What follows belongs to an exercise in optimizing a design on an open flow for small area, a short achievable clock period and few clock cycles per item; a production flow would make more cautious choices.
RTL that was checked went through simulation tests only; none was proved equivalent to the original.
The series may have gaps, and a smaller design here may also do less where the tests do not look.
Only the layout flow was run in run 2; the RTL was not checked for function there.
With no activity given, the tool overestimates toggling in this design, so its power and IR-drop figures are unreliable.

File: config.mk
export PLATFORM = sky130hd
export DESIGN_NAME = wallace_multi
export DESIGN_NICKNAME = wallace_multi
export VERILOG_FILES = /design/flow/design.v
export SDC_FILE = /design/flow/constraint.sdc
export NUM_CORES = 4
export LEC_CHECK = 0
export CAP_MARGIN = 20
export CORE_MARGIN = 2
export CORE_UTILIZATION = 40
export SLEW_MARGIN = 20
File: constraint.sdc
create_clock -name core_clock -period 4.0 [get_ports {clk}]
set_input_delay 0.8000 -clock core_clock [delete_from_list [all_inputs] [get_ports {clk}]]
set_output_delay 0.8000 -clock core_clock [all_outputs]
set_load 0.01 [all_outputs]
File: design.v
`timescale 1ns / 1ps
module csa_32bit (
    input [31:0] a,
    input [31:0] b, 
    input [31:0] c,
    output [31:0] sum,
    output [31:0] carry
);
    assign sum = a ^ b ^ c;
    assign carry = ((a & b) | (a & c) | (b & c)) << 1;
endmodule
module comp_4to2_32bit (
    input [31:0] w,
    input [31:0] x, 
    input [31:0] y,
    input [31:0] z,
    output [31:0] sum,
    output [31:0] carry );
    wire [31:0] sum1, carry1;
    wire [31:0] sum2, carry2;
    csa_32bit csa1 (.a(w), .b(x), .c(y), .sum(sum1), .carry(carry1));
    csa_32bit csa2 (.a(sum1), .b(z), .c(carry1), .sum(sum2), .carry(carry2));
    assign sum = sum2;
    assign carry = carry2;
endmodule
module wallace_multi (
    input clk,                   
    input rst,                  
    input [15:0] a,             
    input [15:0] b,             
    output reg [31:0] p,         
    output reg done              
);
    reg [15:0] a_reg, b_reg;
    reg stage1_valid;
    always @(posedge clk or negedge rst) begin
        if (!rst) begin
            a_reg <= 0;
            b_reg <= 0;
            stage1_valid <= 0;
        end 
        else begin
            a_reg <= a;
            b_reg <= b;
            stage1_valid <= 1;
        end
    end
    wire [31:0] pp [0:15];
    reg [31:0] pp_reg [0:15];
    genvar i;
    generate
        for (i = 0; i < 16; i = i + 1) begin : pp_gen_loop
            wire [15:0] product_term = a_reg & {16{b_reg[i]}};
            assign pp[i] = product_term << i;
        end
    endgenerate
    reg stage2_valid;
    integer j; 
    always @(posedge clk or negedge rst) begin
        if (!rst) begin
            for (j = 0; j < 16; j = j + 1) begin
                pp_reg[j] <= 32'b0;
            end
            stage2_valid <= 0;
        end else begin
            for (j = 0; j < 16; j = j + 1) begin
                pp_reg[j] <= pp[j];
            end
            stage2_valid <= stage1_valid;
        end
    end
    wire [31:0] sum1_0, carry1_0, sum1_1, carry1_1;
    wire [31:0] sum1_2, carry1_2, sum1_3, carry1_3;
    comp_4to2_32bit comp_stage2_0 (.w(pp_reg[0]), .x(pp_reg[1]), .y(pp_reg[2]), .z(pp_reg[3]), .sum(sum1_0), .carry(carry1_0));
    comp_4to2_32bit comp_stage2_1 (.w(pp_reg[4]), .x(pp_reg[5]), .y(pp_reg[6]), .z(pp_reg[7]), .sum(sum1_1), .carry(carry1_1));
    comp_4to2_32bit comp_stage2_2 (.w(pp_reg[8]), .x(pp_reg[9]), .y(pp_reg[10]), .z(pp_reg[11]), .sum(sum1_2), .carry(carry1_2));
    comp_4to2_32bit comp_stage2_3 (.w(pp_reg[12]), .x(pp_reg[13]), .y(pp_reg[14]), .z(pp_reg[15]), .sum(sum1_3), .carry(carry1_3));
    reg [31:0] sum1_0_reg, sum1_1_reg, sum1_2_reg, sum1_3_reg;
    reg [31:0] carry1_0_reg, carry1_1_reg, carry1_2_reg, carry1_3_reg;
    reg stage3_valid;
    always @(posedge clk or negedge rst) begin
        if (!rst) begin
            sum1_0_reg <= 0; sum1_1_reg <= 0; sum1_2_reg <= 0; sum1_3_reg <= 0;
            carry1_0_reg <= 0; carry1_1_reg <= 0; carry1_2_reg <= 0; carry1_3_reg <= 0;
            stage3_valid <= 0;
        end else begin
            sum1_0_reg <= sum1_0; sum1_1_reg <= sum1_1; sum1_2_reg <= sum1_2; sum1_3_reg <= sum1_3;
            carry1_0_reg <= carry1_0; carry1_1_reg <= carry1_1; carry1_2_reg <= carry1_2; carry1_3_reg <= carry1_3;
            stage3_valid <= stage2_valid;
        end
    end
    wire [31:0] sum2_0, carry2_0, sum2_1, carry2_1;
    comp_4to2_32bit comp_stage3_0 (.w(sum1_0_reg), .x(sum1_1_reg), .y(sum1_2_reg), .z(sum1_3_reg), .sum(sum2_0), .carry(carry2_0));
    comp_4to2_32bit comp_stage3_1 (.w(carry1_0_reg), .x(carry1_1_reg), .y(carry1_2_reg), .z(carry1_3_reg), .sum(sum2_1), .carry(carry2_1));
    reg [31:0] sum2_0_reg, sum2_1_reg;
    reg [31:0] carry2_0_reg, carry2_1_reg;
    reg stage4_valid;
    always @(posedge clk or negedge rst) begin
        if (!rst) begin
            sum2_0_reg <= 0; sum2_1_reg <= 0;
            carry2_0_reg <= 0; carry2_1_reg <= 0; 
            stage4_valid <= 0;
        end else begin
            sum2_0_reg <= sum2_0; sum2_1_reg <= sum2_1;
            carry2_0_reg <= carry2_0; carry2_1_reg <= carry2_1;
            stage4_valid <= stage3_valid;
        end
    end
    wire [31:0] final_sum, final_carry;
    comp_4to2_32bit comp_stage4_0 (.w(sum2_0_reg), .x(sum2_1_reg), .y(carry2_0_reg), .z(carry2_1_reg), .sum(final_sum), .carry(final_carry));
    reg stage5_valid;
    reg [31:0] final_sum_reg, final_carry_reg;
    always @(posedge clk or negedge rst) begin
        if (!rst) begin
            final_sum_reg <= 0; final_carry_reg <= 0;
            stage5_valid <= 0;
        end else begin
            final_sum_reg <= final_sum; final_carry_reg <= final_carry;
            stage5_valid <= stage4_valid;
        end
    end
    wire [31:0] final_product;
    wire final_cout;
    cla_32bit_O_log_n final_cla (
        .x(final_sum_reg),
        .y(final_carry_reg),
        .cin(1'b0),
        .s(final_product),
        .cout(final_cout)
    );
    always @(posedge clk or negedge rst) begin
        if (!rst) begin
            p <= 0;
            done <= 0;
        end else begin
            p <= final_product;
            done <= stage5_valid;
        end
    end
endmodule
module cla_32bit_O_log_n (
    input [31:0] x,
    input [31:0] y,
    input cin,
    output [31:0] s,
    output cout);
    wire [7:0] P_g, G_g;
    wire [8:0] C_block;
    assign C_block[0] = cin;
    genvar i;
    generate
        for (i = 0; i < 8; i = i + 1) begin : block_gen
            cla_4bit_block cla_block (
                .x(x[4*i + 3 : 4*i]),
                .y(y[4*i + 3 : 4*i]),
                .cin(C_block[i]),
                .s(s[4*i + 3 : 4*i]),
                .P_g(P_g[i]),
                .G_g(G_g[i])
            );
            assign C_block[i+1] = G_g[i] | (P_g[i] & C_block[i]);
        end
    endgenerate
    assign cout = C_block[8];
endmodule
module cla_4bit_block (
    input [3:0] x, y,
    input cin,
    output [3:0] s,
    output P_g, G_g
);
    wire [3:0] p, g;
    wire [4:0] c;
    assign p = x ^ y;
    assign g = x & y;
    assign c[0] = cin;
    assign c[1] = g[0] | (p[0] & c[0]);
    assign c[2] = g[1] | (p[1] & c[1]);
    assign c[3] = g[2] | (p[2] & c[2]);
    assign c[4] = g[3] | (p[3] & c[3]);
    assign s = p ^ c[3:0];
    assign P_g = p[0] & p[1] & p[2] & p[3];
    assign G_g = g[3] | (p[3] & g[2]) | (p[3] & p[2] & g[1]) | (p[3] & p[2] & p[1] & g[0]);
endmodule
File: run.sh
#!/bin/bash
# synth_recipe.tcl (not shown) runs the flow's synth.tcl, then flattens the netlist and writes it again
# the make line also repeats each setting of config.mk as NAME=value (left out here)
make -C /OpenROAD-flow-scripts/flow DESIGN_CONFIG=/design/flow/config.mk WORK_HOME=/design/flow/orfs CLKGATE_MAP_FILE= SYNTH_SCRIPT=/design/flow/synth_recipe.tcl finish
**Run 1: clock distribution**

Bar = 50 um.
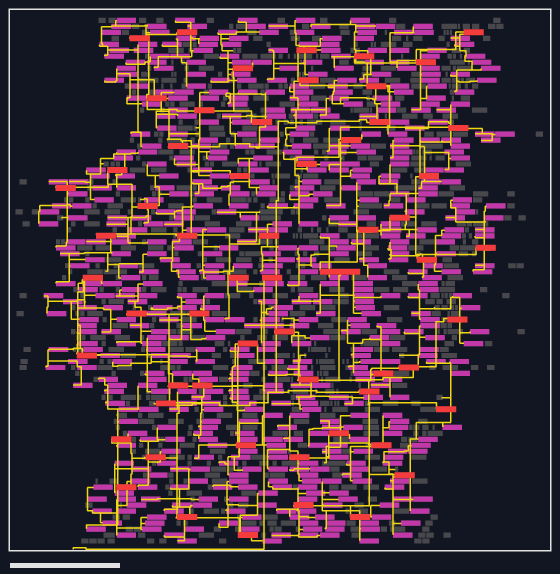
Key: red = cells driving clock nets [count 60]; yellow = clock wires [length 7080 um]; magenta = flip-flops [count 625]
There are 61 routed clock nets.
Clock Latency Late Sink: 620 ps
skew final: 19.1 ps

**Run 1: IR drop over the die**

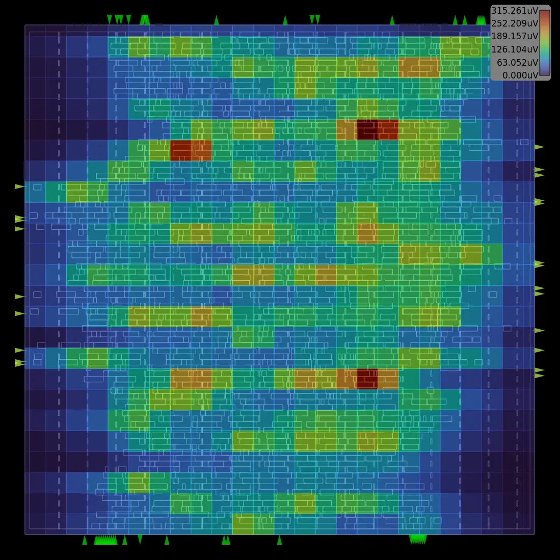

**Run 1: signal wires by layer**

Only two layers are drawn.
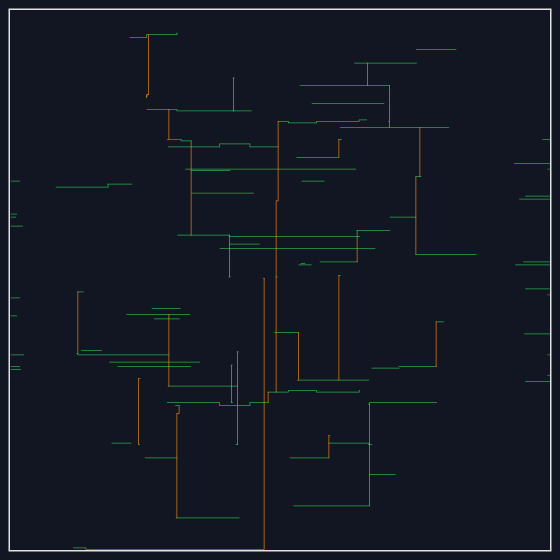
Key: green = met3 [wire length 1560 um]; orange = met4 [wire length 829 um]

==> run 1: final timing paths <==
kind / from / to / slack [ps] / cells after the start
worst max-delay path: final_carry_reg[15] / p[31] / 670 / 10
worst min-delay path: rst / a_reg[13] / 160 / 1
worst max register to register: final_carry_reg[15] / p[31] / 670 / 10
worst min register to register: comp_stage2_0.csa2.b[18] / sum1_0_reg[18] / 340 / 0
max in group asynchronous: rst / final_carry_reg[7] / 2830 / 2
min in group core_clock: comp_stage2_0.csa2.b[18] / sum1_0_reg[18] / 340 / 0
==> run 1: kinds of logic (layout without fill, tap and decap cells) <==
logic type                 Yosys count  in the layout  share of synthesized area
AOI/OAI and AO/OA                   17             17                    0.00445
xor gates and xnor gates             8              8                    0.00301
adders and majority gates          301            301                      0.231
buffers and inverters              107            265                     0.0172
DFF                                625            625                      0.671
other                                1              1                   0.000161
and+or+nand+nor                    274            274                     0.0733
==> run 1: area by class of cell <==
cell class / count / share of cell area
Inverter: 75 / 0.0104
Multi-Input combinational cell: 601 / 0.269
Clock buffer: 73 / 0.0600
Timing Repair Buffer: 78 / 0.0317
Sequential cell: 625 / 0.578
Clock inverter: 39 / 0.0150
Tap cell: 765 / 0.0354
==> flow_summary.ini, run 1 <==
[placement]
portBuffers = 66
routabilityCongestion = 0.715
dp.cells = 2144
dpl-instance-area_mm2 = 0.0250

[final_layout]
nets = 1776
layout_commonest_cell = dfrtp_1
multi_input_area_mm2 = 0.00727
fill_cells = 4886
layout_common_cells = dfrtp_1 (625), and2_1 (257), fa_1 (216)
design_area_mm2 = 0.0270
diodes = 0

[floorplanning]
die_w_um = 245
row_count = 88
core_mm2 = 0.0577
io_pins = 67
initial_core_util = 0.404
dieArea_mm2 = 0.0602

[cts]
clk_pin_slew_ps = 60
cts_sinks = 625
htreeDepth = 2
cts_setup_buffers = 0
cts_hold_buf = 0
clockBufferDepth = 3
ctsRootBufferMaster = clkbuf_16

[run_status]
status = finished clean

[setup_path]
start_kind = register
arrival_ps = 3820
crit_fanout = 5
slowest_stage = a211oi_1

[timing]
setup_viol = 0
finalCritPeriodShare = 0.832
timing.slew.headroom = 0.439
rsz0062_at_grt = false
setup_tns_ps = 0

[synth]
synth_edf_count = 0
syn_nets = 1668
async_flop_share = 1.00
syn_inst = 1333
synthTopCellsByCount = dfrtp_1 (625), and2_1 (257), fa_1 (216)
ys_ff_latch = 625
synth_seq_area_share = 0.671
yosysWarningCount = 3

[drt]
drtIter0Drc = 561
wl_per_cell_um = 17.9
vias_per_cell = 4.36
dr.pass1.iters = 4
drt-met1-wl_um = 20400

[flow_run]
drv_cap = 0

[global_route]
grt_overflow = 0
globalRouteMet1Util = 0.223
met3_usage = 0.0286
grt_pass1_vias = 11600
antenna_found_initial = 0
grt_usage = 0.145
Testbench counts for the RTL of run 1, summed over its fixed seeds: cycles 16,040, items 16,000.
**Run 1: pin placement**

Bar = 50 um. Pins as bars across the die edge, other pins in grey.
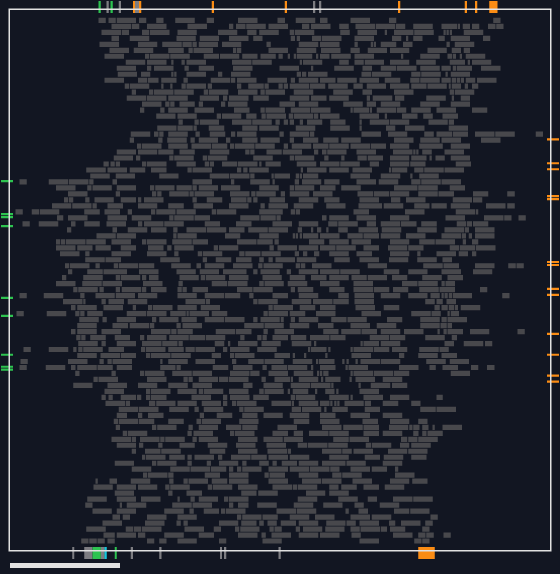

==> run 2: too many edits to list; what changed since run 1 <==
design.v: 184 -> 1981 lines; modules unchanged: 0
  wallace_multi: edited, 115 -> 1981 lines
  removed: csa_32bit, comp_4to2_32bit, cla_32bit_O_log_n, cla_4bit_block
**Run 2: pin placement**

Bar = 50 um. Pins as bars across the die edge, other pins in grey.
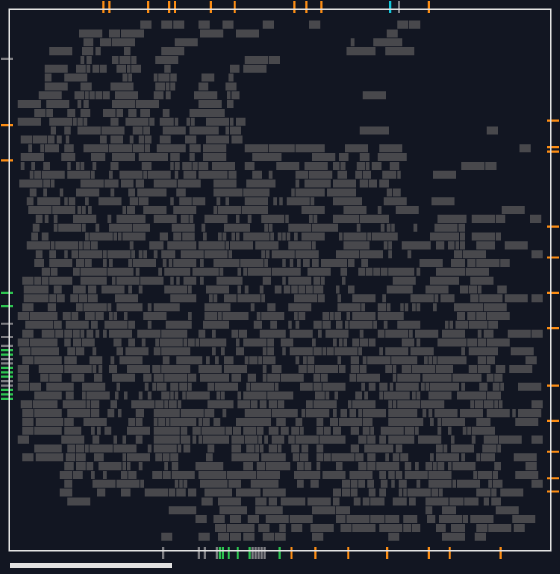
Key: green = b [pins 16, direction input, edge 10 left, 6 bottom]; orange = p [pins 32, direction output, edge 12 right, 11 top, 7 bottom, 2 left]; cyan = rst [pins 1, direction input, edge top]

==> run 2 against run 1 <==
Against the previous run: now fails the layout checks on negative setup slack; synthesized cell count decreased by 22%; count of clock-buffer cells in the layout is 56 lower; maximum frequency fell by 20%; hold slack better by 160 ps; die area fell by 54%; flip-flop and latch count is 496 lower.
==> flow_summary.ini, run 2 <==
[setup_path]
ff2ff_path_depth = 14
arrival_ps = 4490
slowest_stage = fa_2
crit-reg2reg-launch = a_r[13]
start_kind = register
reg2reg_slack_ps = -170
crit_fanout = 5
cp.buffers_inverters = 6
cp-startpoint = a_r[13]
timing.rr.end = r753
critPathTopFamily = adder cells

[placement]
portBuffers = 66
dpl-instance-area_mm2 = 0.0123
routabilityCongestion = 0.874
dp.cells = 1483

[run_status]
violations = negative setup slack
status = finished with violations

[final_layout]
layout_commonest_cell = inv_1
nClkBuffers = 17
layout_common_cells = inv_1 (181), fa_1 (151), and2_1 (146)
largest_class = multi-input gates
num-nonclk-buffers = 190
seq_share = 0.195
inverters = 215
nets = 1486
multi_input_area_mm2 = 0.00750
multi_input_area_share = 0.544
diodes = 0
final-nonclk-buf-share = 0.126
multi_input_cells = 655
clkCellAreaFrac = 0.0453

[cts]
clockBufferDepth = 2
cts_sinks = 129
insertion_delay_ps = 430
clk_pin_slew_ps = 70
ctsRootBufferMaster = clkbuf_16
cts_hold_buf = 0

[hold_path]
min_path_cells = 0
worst_hold_path_type = reg2reg
min_from = r965
min_to = p[0]

[drt]
dr.pass1.iters = 5
drtIter0Drc = 378
route.vias.total = 7380
vias_per_cell = 4.74

[floorplanning]
io_pins = 67
core_mm2 = 0.0260
dieArea_mm2 = 0.0277
initial_core_util = 0.406
row_count = 59
n_tap_cell = 335

[timing]
rsz0062_at_grt = true
setup_viol = 13
timing.slew.headroom = 0.554
finalCritPeriodShare = 1.04
worst_slack_ps = -175
clock_skew_ps = 11.3
setup_tns_ps = -1500

[synth]
syn_inst = 1036
synth_seq_area_share = 0.246
syn_nets = 1314
yosysWarningCount = 1
ys_ff_latch = 129
synth.top_cell.area_share = 0.376
synthTopCellsByCount = inv_1 (215), fa_1 (198), and2_1 (172)
async_flop_share = 0.0233

[global_route]
antenna_found_initial = 0
grt_overflow = 0

[flow_run]
drv_cap = 0
**Run 2: clock distribution**

Bar = 50 um.
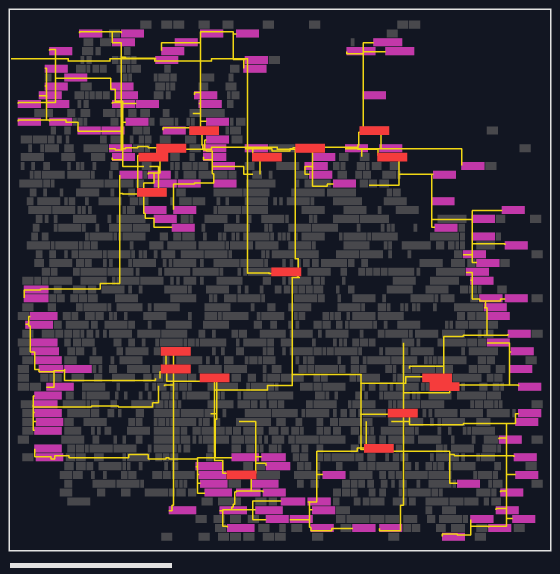
Key: magenta = flip-flops [count 129]; red = cells driving clock nets [count 17]; yellow = clock wires [length 2110 um]
Position of the flops: spread over the die.

==> run 2: cell count changes after synthesis, sizes merged, moves of 7 or more <==
cell    previous run  this run
a21o               3        15
and2             257       172
dfrtp            625         3
dfxtp              0       126
fa               216       198
ha                85        46
inv               75       215
nand2              3       103
nor2               1        11
o311ai             0         7
or3                1        10
xnor2              3        10
==> run 2: metal layers <==
metal  global-route usage  vias up  share of wire
met4               0.0705        0          0.031
met1                0.237     3756           0.43
li1                     -     3435              -
met3               0.0303       50          0.033
met5                    0        -              0
met2                0.343      139           0.51
==> run 2: logic make-up (layout without fill, tap and decap cells) <==
logic type / after synthesis / after routing / share of synthesized area
compound gates: 68 / 68 / 0.0496
xor+xnor: 15 / 15 / 0.0125
fa+ha+maj: 244 / 244 / 0.431
buf+inv: 252 / 437 / 0.0917
flops: 129 / 129 / 0.246
mux: 2 / 2 / 0.00190
other cells: 1 / 1 / 0.000356
simple gates: 325 / 325 / 0.167

-- separate check: timing with driven ports --
No port has a modelled driver above. Below, the same layouts with a new extraction and two added sets of constraints. Step 1 (the two cells are an assumption about what drives the block):
set clk [get_ports {clk}]
set_driving_cell -lib_cell sky130_fd_sc_hd__clkbuf_16 $clk
set_driving_cell -lib_cell sky130_fd_sc_hd__buf_2 [delete_from_list [all_inputs] $clk]
Step 2 also shifts input and output timing later by t, the mid clock arrival at the registers, as if the neighbouring blocks saw the same clock. Three values: ideal, step 1, step 2; two values: the first two.
run | shift t [ns] | slack for setup (ns) | hold slack, ns | worst setup path at the end | worst register clock-pin slew, ns
run 1 | 0.661 | 0.672 / 0.672 / 0.672 | 0.160 / 0.160 / 0.343 | register to register | 0.07 / 0.07
run 2 | 0.472 | -0.175 / -0.175 / -0.175 | 0.318 / 0.318 / 0.318 | register to register | 0.07 / 0.07
